What follows belongs to an exercise in optimizing a design on an open flow for small area, a short achievable clock period and few clock cycles; a production flow would make more cautious choices. Function was checked by simulation only, so behaviour that the tests miss may differ from the original. Power is estimated from default activity; no workload was simulated.

===== flow/config.mk =====
export PLATFORM = sky130hd
export DESIGN_NAME = cache
export DESIGN_NICKNAME = cache
export VERILOG_FILES = /design/flow/design.v
export SDC_FILE = /design/flow/constraint.sdc
export NUM_CORES = 4
export LEC_CHECK = 0
export CAP_MARGIN = 20
export CORE_MARGIN = 2
export CORE_UTILIZATION = 30
export SETUP_SLACK_MARGIN = 0.2
export SLEW_MARGIN = 20

===== flow/constraint.sdc =====
create_clock -name core_clock -period 6.0 [get_ports {clk}]
set_input_delay 1.2000 -clock core_clock [delete_from_list [all_inputs] [get_ports {clk}]]
set_output_delay 1.2000 -clock core_clock [all_outputs]
set_load 0.01 [all_outputs]

===== flow/design.v =====
`timescale 1ns / 1ps
module cache_data_ram(
    input          clka,
    input          ena,
    input  [31:0]  wea,
    input  [2:0]   addra,
    input  [255:0] dina,
    output reg [255:0] douta
    );
    reg [255:0] mem [0:7];
    wire [255:0] bmask;
    genvar b;
    generate
        for (b = 0; b < 32; b = b + 1) begin : mask
            assign bmask[b*8 +: 8] = {8{wea[b]}};
        end
    endgenerate
    always @(posedge clka) begin
        if (ena) begin
            if (|wea) mem[addra] <= (mem[addra] & ~bmask) | (dina & bmask);
            douta <= mem[addra];
        end
    end
endmodule
`timescale 1ns / 1ps
module cache_data(
    input          clk,
    input          en,
    input  [31:0]  wen,    
    input  [2:0]   index,
    input  [4:0]   offset,
    input  [255:0] data_wdata,
    output [31:0]  data_rdata
    );
    reg [4:0] last_offset;
    always @(posedge clk) begin
        last_offset <= offset;
    end
    wire [255:0] bank_douta;
    cache_data_ram BANK_0_7(
        .clka(clk),
        .ena(en),
        .wea(wen),
        .addra(index),
        .dina(data_wdata),
        .douta(bank_douta)
    );
    wire [31:0]  buf_rdata[7:0];
    assign {buf_rdata[0],buf_rdata[1],buf_rdata[2],buf_rdata[3],buf_rdata[4],buf_rdata[5],buf_rdata[6],buf_rdata[7]} = bank_douta;
    assign data_rdata = buf_rdata[last_offset[4:2]];
endmodule
`timescale 1ns / 1ps
module cache_tagv(
    input         clk,
    input         en,
    input         wen,
    input [2:0]   index,
    input [23:0]  tag_wdata,
    input         valid_wdata,
    output [23:0] tag_rdata,
    output        hit,
    output        valid
    );
    reg [24:0] tagv_ram[7:0];
    always @(posedge clk) begin
        if (wen) begin
            tagv_ram[index] <= {tag_wdata,valid_wdata};
        end
        else begin
        end
    end
    reg [24:0] tagv_dout;
    always @(posedge clk) begin
        tagv_dout <= tagv_ram[index];
    end
    reg [23:0] last_tag;
    always @(posedge clk) begin
        last_tag <= tag_wdata;
    end
    assign tag_rdata = tagv_dout[24:1];
    assign valid     = tagv_dout[0];
    assign hit       = (last_tag == tag_rdata) && valid;
endmodule
`timescale 1ns / 1ps
module cache(
    input         clk	,
    input         resetn,
    input         cpu_req	   ,
    input  [31:0] cpu_addr     ,
    output [31:0] cache_rdata  ,
    output        cache_addr_ok,
    output        cache_data_ok,
    output [3 :0] arid   ,
    output [31:0] araddr ,
    output        arvalid,
    input         arready,
    input  [3 :0] rid    ,
    input  [31:0] rdata  ,
    input         rlast  ,
    input         rvalid ,
    output        rready
);
    parameter IDLE    = 4'b0000;
    parameter RUN     = 4'b0001;
    parameter SEL_WAY = 4'b0010;
    parameter MISS    = 4'b0011;
    parameter REFILL  = 4'b0100;
    parameter FINISH  = 4'b0101;
    parameter RESETN  = 4'b1111;
    reg [3:0] state;
    reg [2:0] resetn_counter;
    reg          last_req;
    reg [23 :0]  last_tag;
    reg [2  :0]  last_index;
    reg [4  :0]  last_offset;
    wire [1  :0] hit_array;
    wire         hit;
    wire [31 :0] data_rdata[1:0];
    always @(posedge clk) begin
        if (!resetn) begin
            state <= RESETN;
        end
        else begin
            case (state)
                IDLE:   state <= RUN;
                RUN:    state <= (last_req && !hit) ? SEL_WAY : RUN;
                SEL_WAY:state <= MISS;
                MISS:   state <= arready ? REFILL : MISS;
                REFILL: state <= (rlast && rvalid && (rid == 4'd3)) ? FINISH : REFILL;
                FINISH: state <= IDLE;
                RESETN: state <= (resetn_counter == 3'd7) ? IDLE : RESETN;
                default:state <= IDLE;
            endcase
        end
    end
    reg [7:0] lru;
    reg [1:0] way_sel;
    always @(posedge clk) begin
        if (!resetn) begin
            way_sel <= 2'b0;
        end
        else if (state == SEL_WAY) begin
            case (lru[last_index])
                1'b0: way_sel <= 2'b01;
                1'b1: way_sel <= 2'b10;
            endcase
        end
        else begin
        end
    end
    always @(posedge clk) begin
        if (!resetn) begin
            lru <= 8'b0;
        end
        else if (state == MISS) begin
            case (way_sel)
                2'b01: lru[last_index] <= 1;
                2'b10: lru[last_index] <= 0;
                default:;
            endcase
        end
        else begin
        end
    end
    always @(posedge clk) begin
        if (!resetn) begin
            resetn_counter <= 3'b0;
        end
        else begin
            resetn_counter <= resetn_counter + 3'b1;
        end
    end
    reg  [2  :0] refill_counter;
    always @(posedge clk) begin
        if (!resetn) begin
            refill_counter <= 3'b0;
        end
        else if (state == MISS) begin
            refill_counter <= last_offset[4:2];
        end
        else if (rvalid && (rid == 4'd3)) begin
            refill_counter <= refill_counter + 3'b1;
        end
        else begin
        end
    end
    parameter PIPELINE_RUN  = 1'b1;
    parameter PIPELINE_IDLE = 1'b0;
    reg pipeline_state;
    always @(posedge clk) begin
        if (!resetn) begin
            pipeline_state <= PIPELINE_IDLE;
        end
        else if (cache_addr_ok && !cache_data_ok) begin
            pipeline_state <= PIPELINE_RUN;
        end
        else if (!cache_addr_ok && cache_data_ok) begin
            pipeline_state <= PIPELINE_IDLE;
        end
        else begin
        end
    end
    wire [23:0] tag    = cpu_addr[31:8];
    wire [2 :0] index  = cpu_addr[7:5 ];
    wire [4 :0] offset = cpu_addr[4 :0 ];
    assign cache_addr_ok = cpu_req && (state == RUN) && ((pipeline_state == RUN)?cache_data_ok:1'b1);
    always @(posedge clk) begin
        if (!resetn) begin
            last_req <= 1'b0;
        end
        else if (cache_addr_ok) begin
            last_req    <= cpu_req;
            last_tag    <= tag;
            last_index  <= index;
            last_offset <= offset;
        end
        else if (cache_data_ok) begin
            last_req <= 1'b0;
        end
        else begin
        end
    end
    assign       hit = !(!hit_array) && (state == RUN);
    wire         hit_way = hit_array[1];
    assign cache_rdata = data_rdata[hit_way];
    assign cache_data_ok = last_req && hit;
    wire [1  :0] tagv_wen;
    wire [2  :0] tagv_index_in;
    wire [23 :0] tag_wdata;
    wire         valid_wdata;
    assign tagv_wen      = (state == RESETN)?2'b11  :
                           (state == MISS  )?way_sel:2'b00;
    assign tagv_index_in = (state == RESETN)?resetn_counter:
                           (state == RUN   )?index:last_index;
    assign tag_wdata     = (state == RUN   )?tag:last_tag;
    assign valid_wdata   = (state == RESETN)?1'b0:1'b1;
    wire [31 :0] data_wen[1:0];
    wire [2  :0] data_index_in;
    wire [4  :0] data_offset_in;
    wire [255:0] data_wdata;
    wire [4:0] refill_wen = refill_counter << 2;
    assign data_wen[0]    = (way_sel[0] && rvalid && (rid == 4'd3))?(32'hf000_0000 >> refill_wen):32'h0;
    assign data_wen[1]    = (way_sel[1] && rvalid && (rid == 4'd3))?(32'hf000_0000 >> refill_wen):32'h0;
    assign data_index_in  = (state == RUN)?index:last_index;
    assign data_offset_in = (state == RUN)?offset:last_offset;
    assign data_wdata     = {8{rdata}};
    generate
        genvar i;
        for (i = 0 ; i < 2 ; i = i + 1) begin : way
            cache_tagv Cache_TagV (
                .clk(clk),
                .en(1'b1),
                .wen(tagv_wen[i]),
                .index(tagv_index_in),
                .tag_wdata(tag_wdata),
                .valid_wdata(valid_wdata),
                .tag_rdata(),
                .hit(hit_array[i]),
                .valid()
            );
            cache_data Cache_Data (
                .clk(clk),
                .en(1'b1),
                .wen(data_wen[i]),
                .index(data_index_in),
                .offset(data_offset_in),
                .data_wdata(data_wdata),
                .data_rdata(data_rdata[i])
            );
        end
    endgenerate
    assign arid    = (state == MISS) ? 4'd3 : 4'd0;
    assign araddr  = {last_tag,last_index,last_offset[4:2],2'b00};
    assign arvalid = (state == MISS);
    assign rready  = (state == REFILL);
endmodule

===== flow/run.sh =====
#!/bin/bash
# synth_recipe.tcl (not shown) runs the flow's synth.tcl, then flattens the netlist and writes it again
# the make line also repeats each setting of config.mk as NAME=value (left out here)
make -C /OpenROAD-flow-scripts/flow DESIGN_CONFIG=/design/flow/config.mk WORK_HOME=/design/flow/orfs CLKGATE_MAP_FILE= SYNTH_SCRIPT=/design/flow/synth_recipe.tcl finish

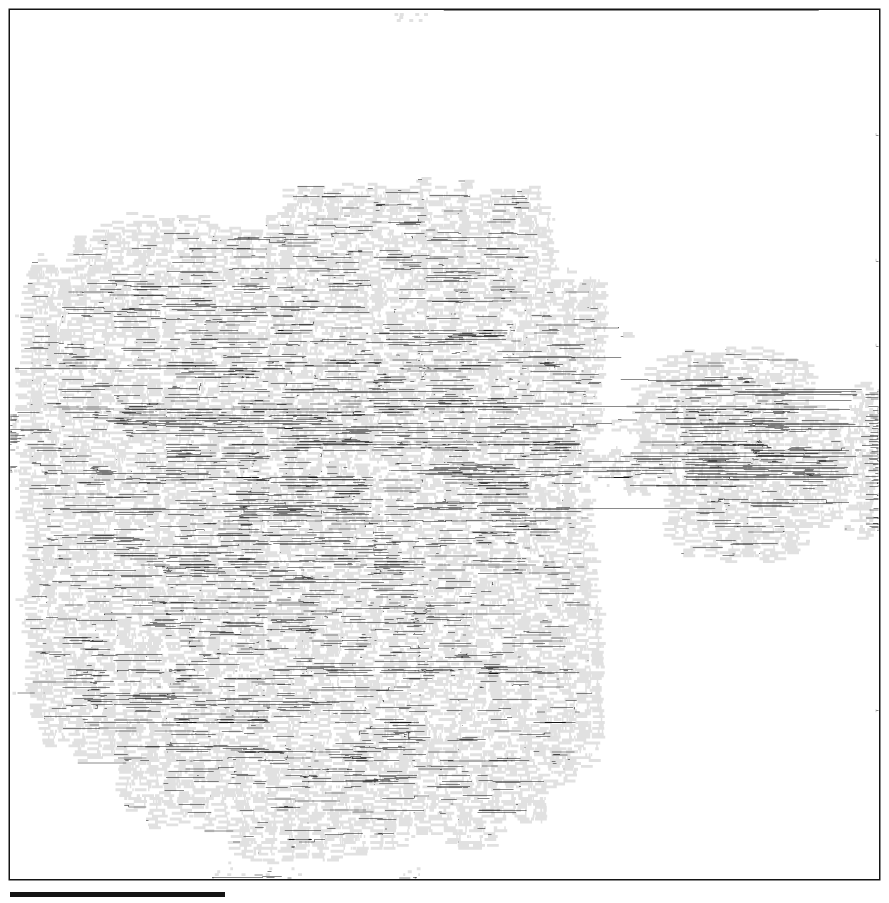
layer_met3.png
Scale bar: 200 um.
nets with wire on the layer	1022
share of all routed wire	8.8%
main direction	horizontal
GR Util met3: 0.0291
Post-Route WL: 586000 um
via count: 116000

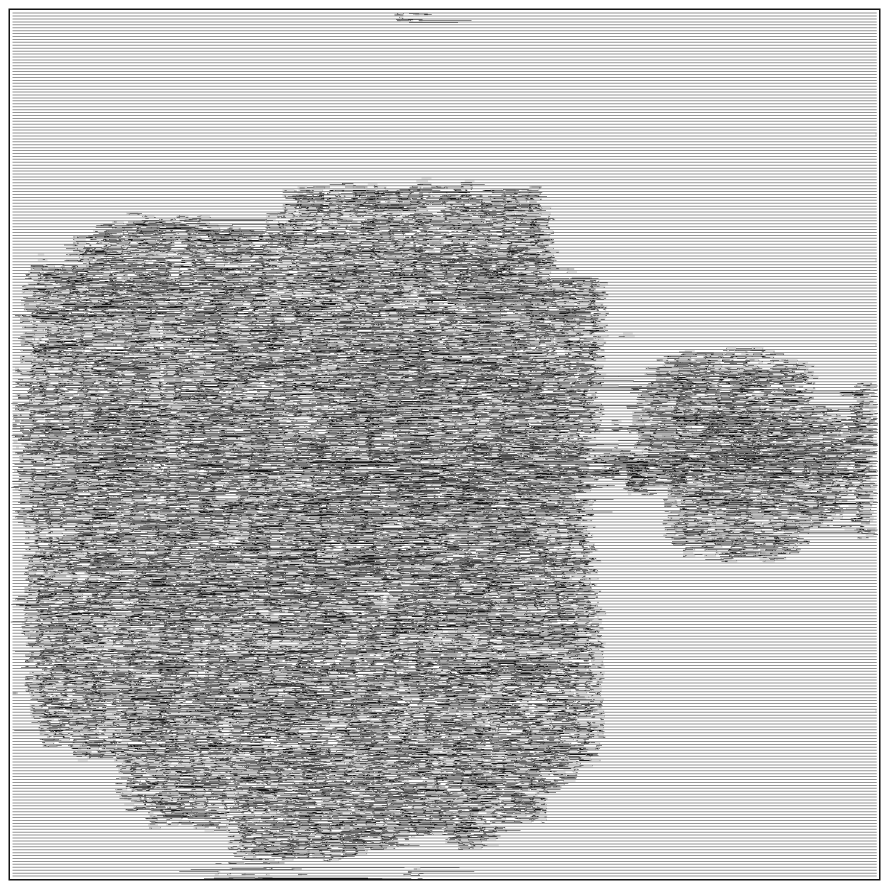
layer_met1.png
Supply wires on this layer in gray.
nets with wire on the layer	12636
wire length on this layer	242 mm
met1 Usage GRT: 0.236

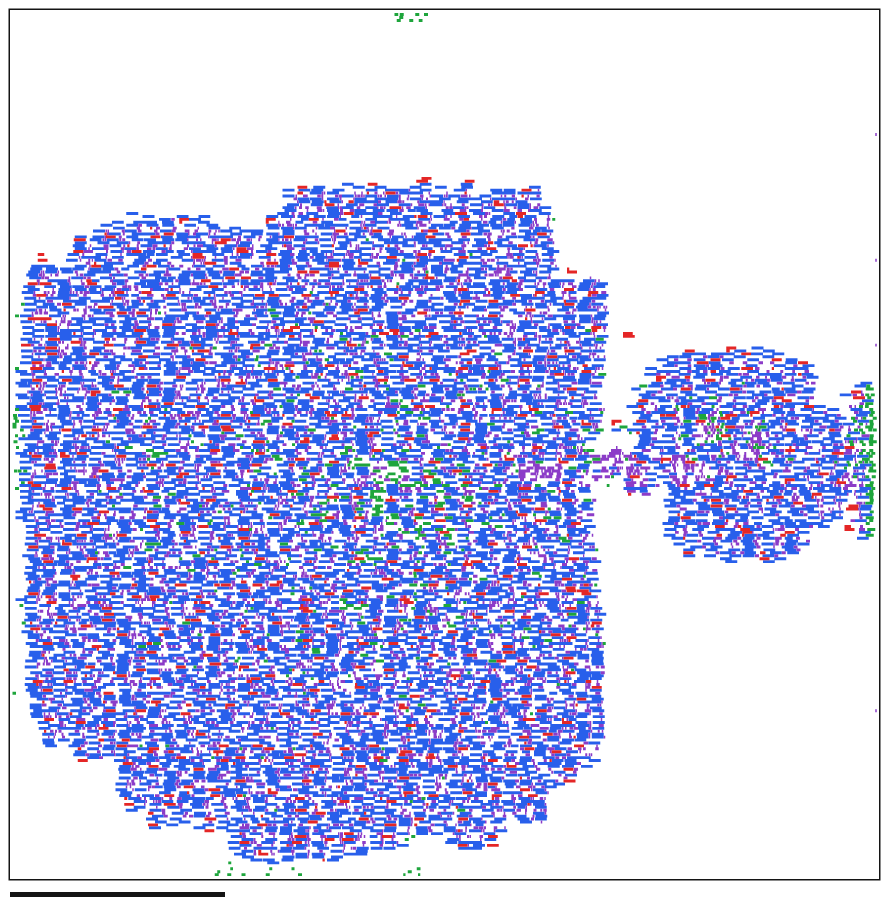
placement_by_type.png
Scale bar: 200 um.
color	class	cells	share of their area
purple	combinational and other logic	6943	20%
green	remaining buffers and delay cells	620	3.4%
red	clock drivers and dummy loads	919	7.6%
blue	sequential cells	5137	69%
core area: 645000 sq um
sequential cell area share: 0.655
design area: 226000 sq um
row cnt: 295

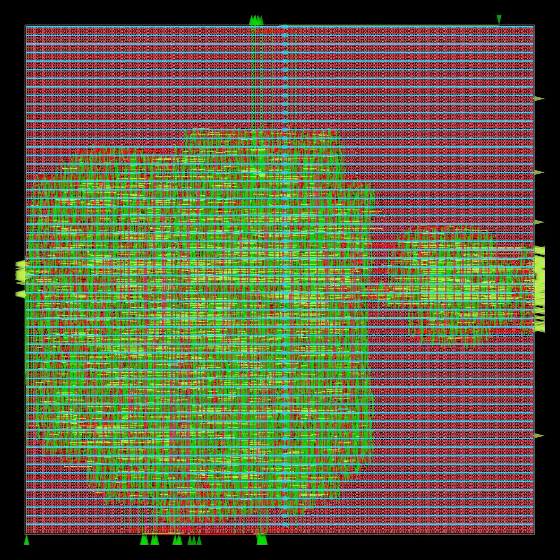
chip.png
non-filler instance count after layout: 22300
die area: 653000 sq um
Layout Utilization: 0.351
# IOs: 146

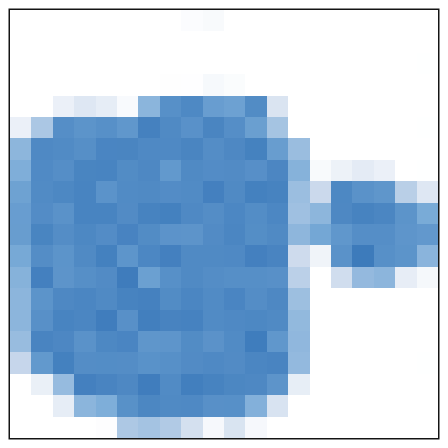
cell_density.png
20 x 20 tiles, from white (low) to dark blue (high), 0 to 100% covered.
emptiest ninth of the die	north-east
nearly empty tiles	39%
mean over tiles	33%
fullest tile	70%
Initial Utilization: 0.301

==> impl_results.md <==
* Status: complete, no violations
* Crit Path Category: flip-flop to output pin
* DIE WIDTH at 808 um
* Most frequent CP cell: o21ai_0
* # hold bufs at CTS at 0
* Worst-Margin Slew at 1200 ps
* N_taps at 8613
* Overall Power at 74.3 mW
* Syn Inst Count at 12900
* Synth top area share at 0.701
* First DRT Iteration DRCs at 13800
* Crit share post-route at 0.963
* EDFF count, synth at 4526
* Multi-input combinational gate total at 6904
* Delay-heaviest family, CP: buffers and inverters
* Pin count of the biggest net entering global routing at 110
* Root Driver: clkbuf_16
* Final hold viol count at 0
* Startpoint type of the worst setup path: flip-flop
* Worst hold path depth at 2
* Post-Synth Adder-Cell Area at 0.000903
* Wl on met1 at 242000 um
* Max-cap violations at 0
* Seq/Total Area, Yosys at 0.764
* Multi-input logic portion of the cell area at 0.191
* Mux cell area share after synthesis at 0.0665
* Pre-Repair DR Iteration Count at 6
* VDD IR max at 300 uV
* First-pass GRT wire length at 830000 um
* Pre-CTS WS at 1010 ps
* Met2 WL post-DR at 275000 um
* Post-synthesis compound-gate area fraction at 0.0756
* PortBufs at 139
* Clock Latency Late Sink at 1110 ps
* Reg-to-reg slack, setup at 1580 ps
* GPL Wtd Cong at 0.802
* TNS Setup at 0 ps
* Biggest Area Class: registers
* Dpl cells at 21300
* Worst stage delay on the critical path at 720 ps
* Synth cell types at 65
* Buffers & Inverters on Critical Path at 3
Testbench counts, summed over its fixed seeds: cycles 84,319.
==> placed cells by master (no fill, tap or decap), drive strengths merged, types with 34 or more instances in the layout <==
| master | n |
|---|---|
| mux2 | 589 |
| buf | 488 |
| clkinv | 143 |
| clkdlybuf4s50 | 131 |
| o22a | 224 |
| nand3 | 233 |
| nor2 | 83 |
| dfxtp | 611 |
| mux2i | 547 |
| edfxtp | 4526 |
| xor2 | 38 |
| inv | 52 |
| a21oi | 1269 |
| bufinv | 43 |
| a22oi | 427 |
| a221oi | 115 |
| nand2 | 2613 |
| o22ai | 34 |
| o21ai | 125 |
| mux4 | 35 |
| or4 | 302 |
| clkbuf | 707 |
| diode | 51 |
==> what timing repair did <==
| action | 4_1_cts | 5_1_grt |
|---|---|---|
| setup endpoints to repair | 22 | 10 |
| pin swaps | 5 | 0 |
| resized for setup | 15 | 7 |
| buffers inserted | 12 | 0 |
| gates cloned | 1 | 0 |
==> layer usage <==
| metal | vias up | GRT usage |
|---|---|---|
| li1 | 49500 | - |
| met5 | - | 0 |
| met1 | 60300 | 0.236 |
| met2 | 5308 | 0.281 |
| met4 | 4 | 0.0478 |
| met3 | 836 | 0.0291 |
==> state kept, by name, summed over array words and instances, names as in the netlist, named ones only <==
name	flops
last_index	3
last_offset	3
last_req	1
last_tag	24
pipeline_state	1
refill_counter	3
resetn_counter	3
state	4
way.Cache_Data.BANK_0_7.douta	512
way.Cache_Data.BANK_0_7.mem	4096
way.Cache_Data.last_offset	3
way.Cache_TagV.last_tag	24
way.Cache_TagV.tagv_dout	50
way.Cache_TagV.tagv_ram	400
way_sel	2
==> logic make-up (layout without fill, tap and decap cells) <==
| group | after synthesis | after routing |
|---|---|---|
| DFF | 5137 | 5137 |
| and+or+nand+nor | 3317 | 3318 |
| AOI/OAI and AO/OA | 2347 | 2347 |
| muxes | 1171 | 1171 |
| buffers and inverters | 848 | 1578 |
| xor gates and xnor gates | 50 | 50 |
| adders and majority gates | 14 | 14 |
| other | 1 | 55 |
==> stage by stage <==
step | hold WS, ps | area (sq um)
after CTS | 469 | 226000
after global routing | 488 | 226000
after global placement | 442 | 209000
after floorplan | 428 | 194000
final | 468 | 226000
after detailed placement | 458 | 209000
==> report_power, final <==
group,internal [mW],switching (mW),total (mW)
registers,39.2,0.181,39.3
clock network,18.0,13.6,31.6
logic,1.05,2.31,3.36

what the ideal ports hide:
How much do the figures lean on ideal ports? The routed layout below was timed once more, with nothing changed but the port constraints. Step 1, drivers: a clkbuf_16 drives clk and a buf_2 each remaining input, both assumed. Step 2 times the ports against the registers' clock, not the clock port: input delays grow and output delays shrink by t, the midpoint of the rising clock arrivals with the driver on. Slacks: no drivers / after step 1 / after step 2; pairs: no drivers / after step 1.
t (ns): 1.161
setup slack, ns: 0.220 / 0.081 / 0.845
worst setup path at the end: input to register
After both steps this run still meets setup and hold. The setup slack of this run moves by -0.139 ns with the drivers and by +0.625 ns with both steps.
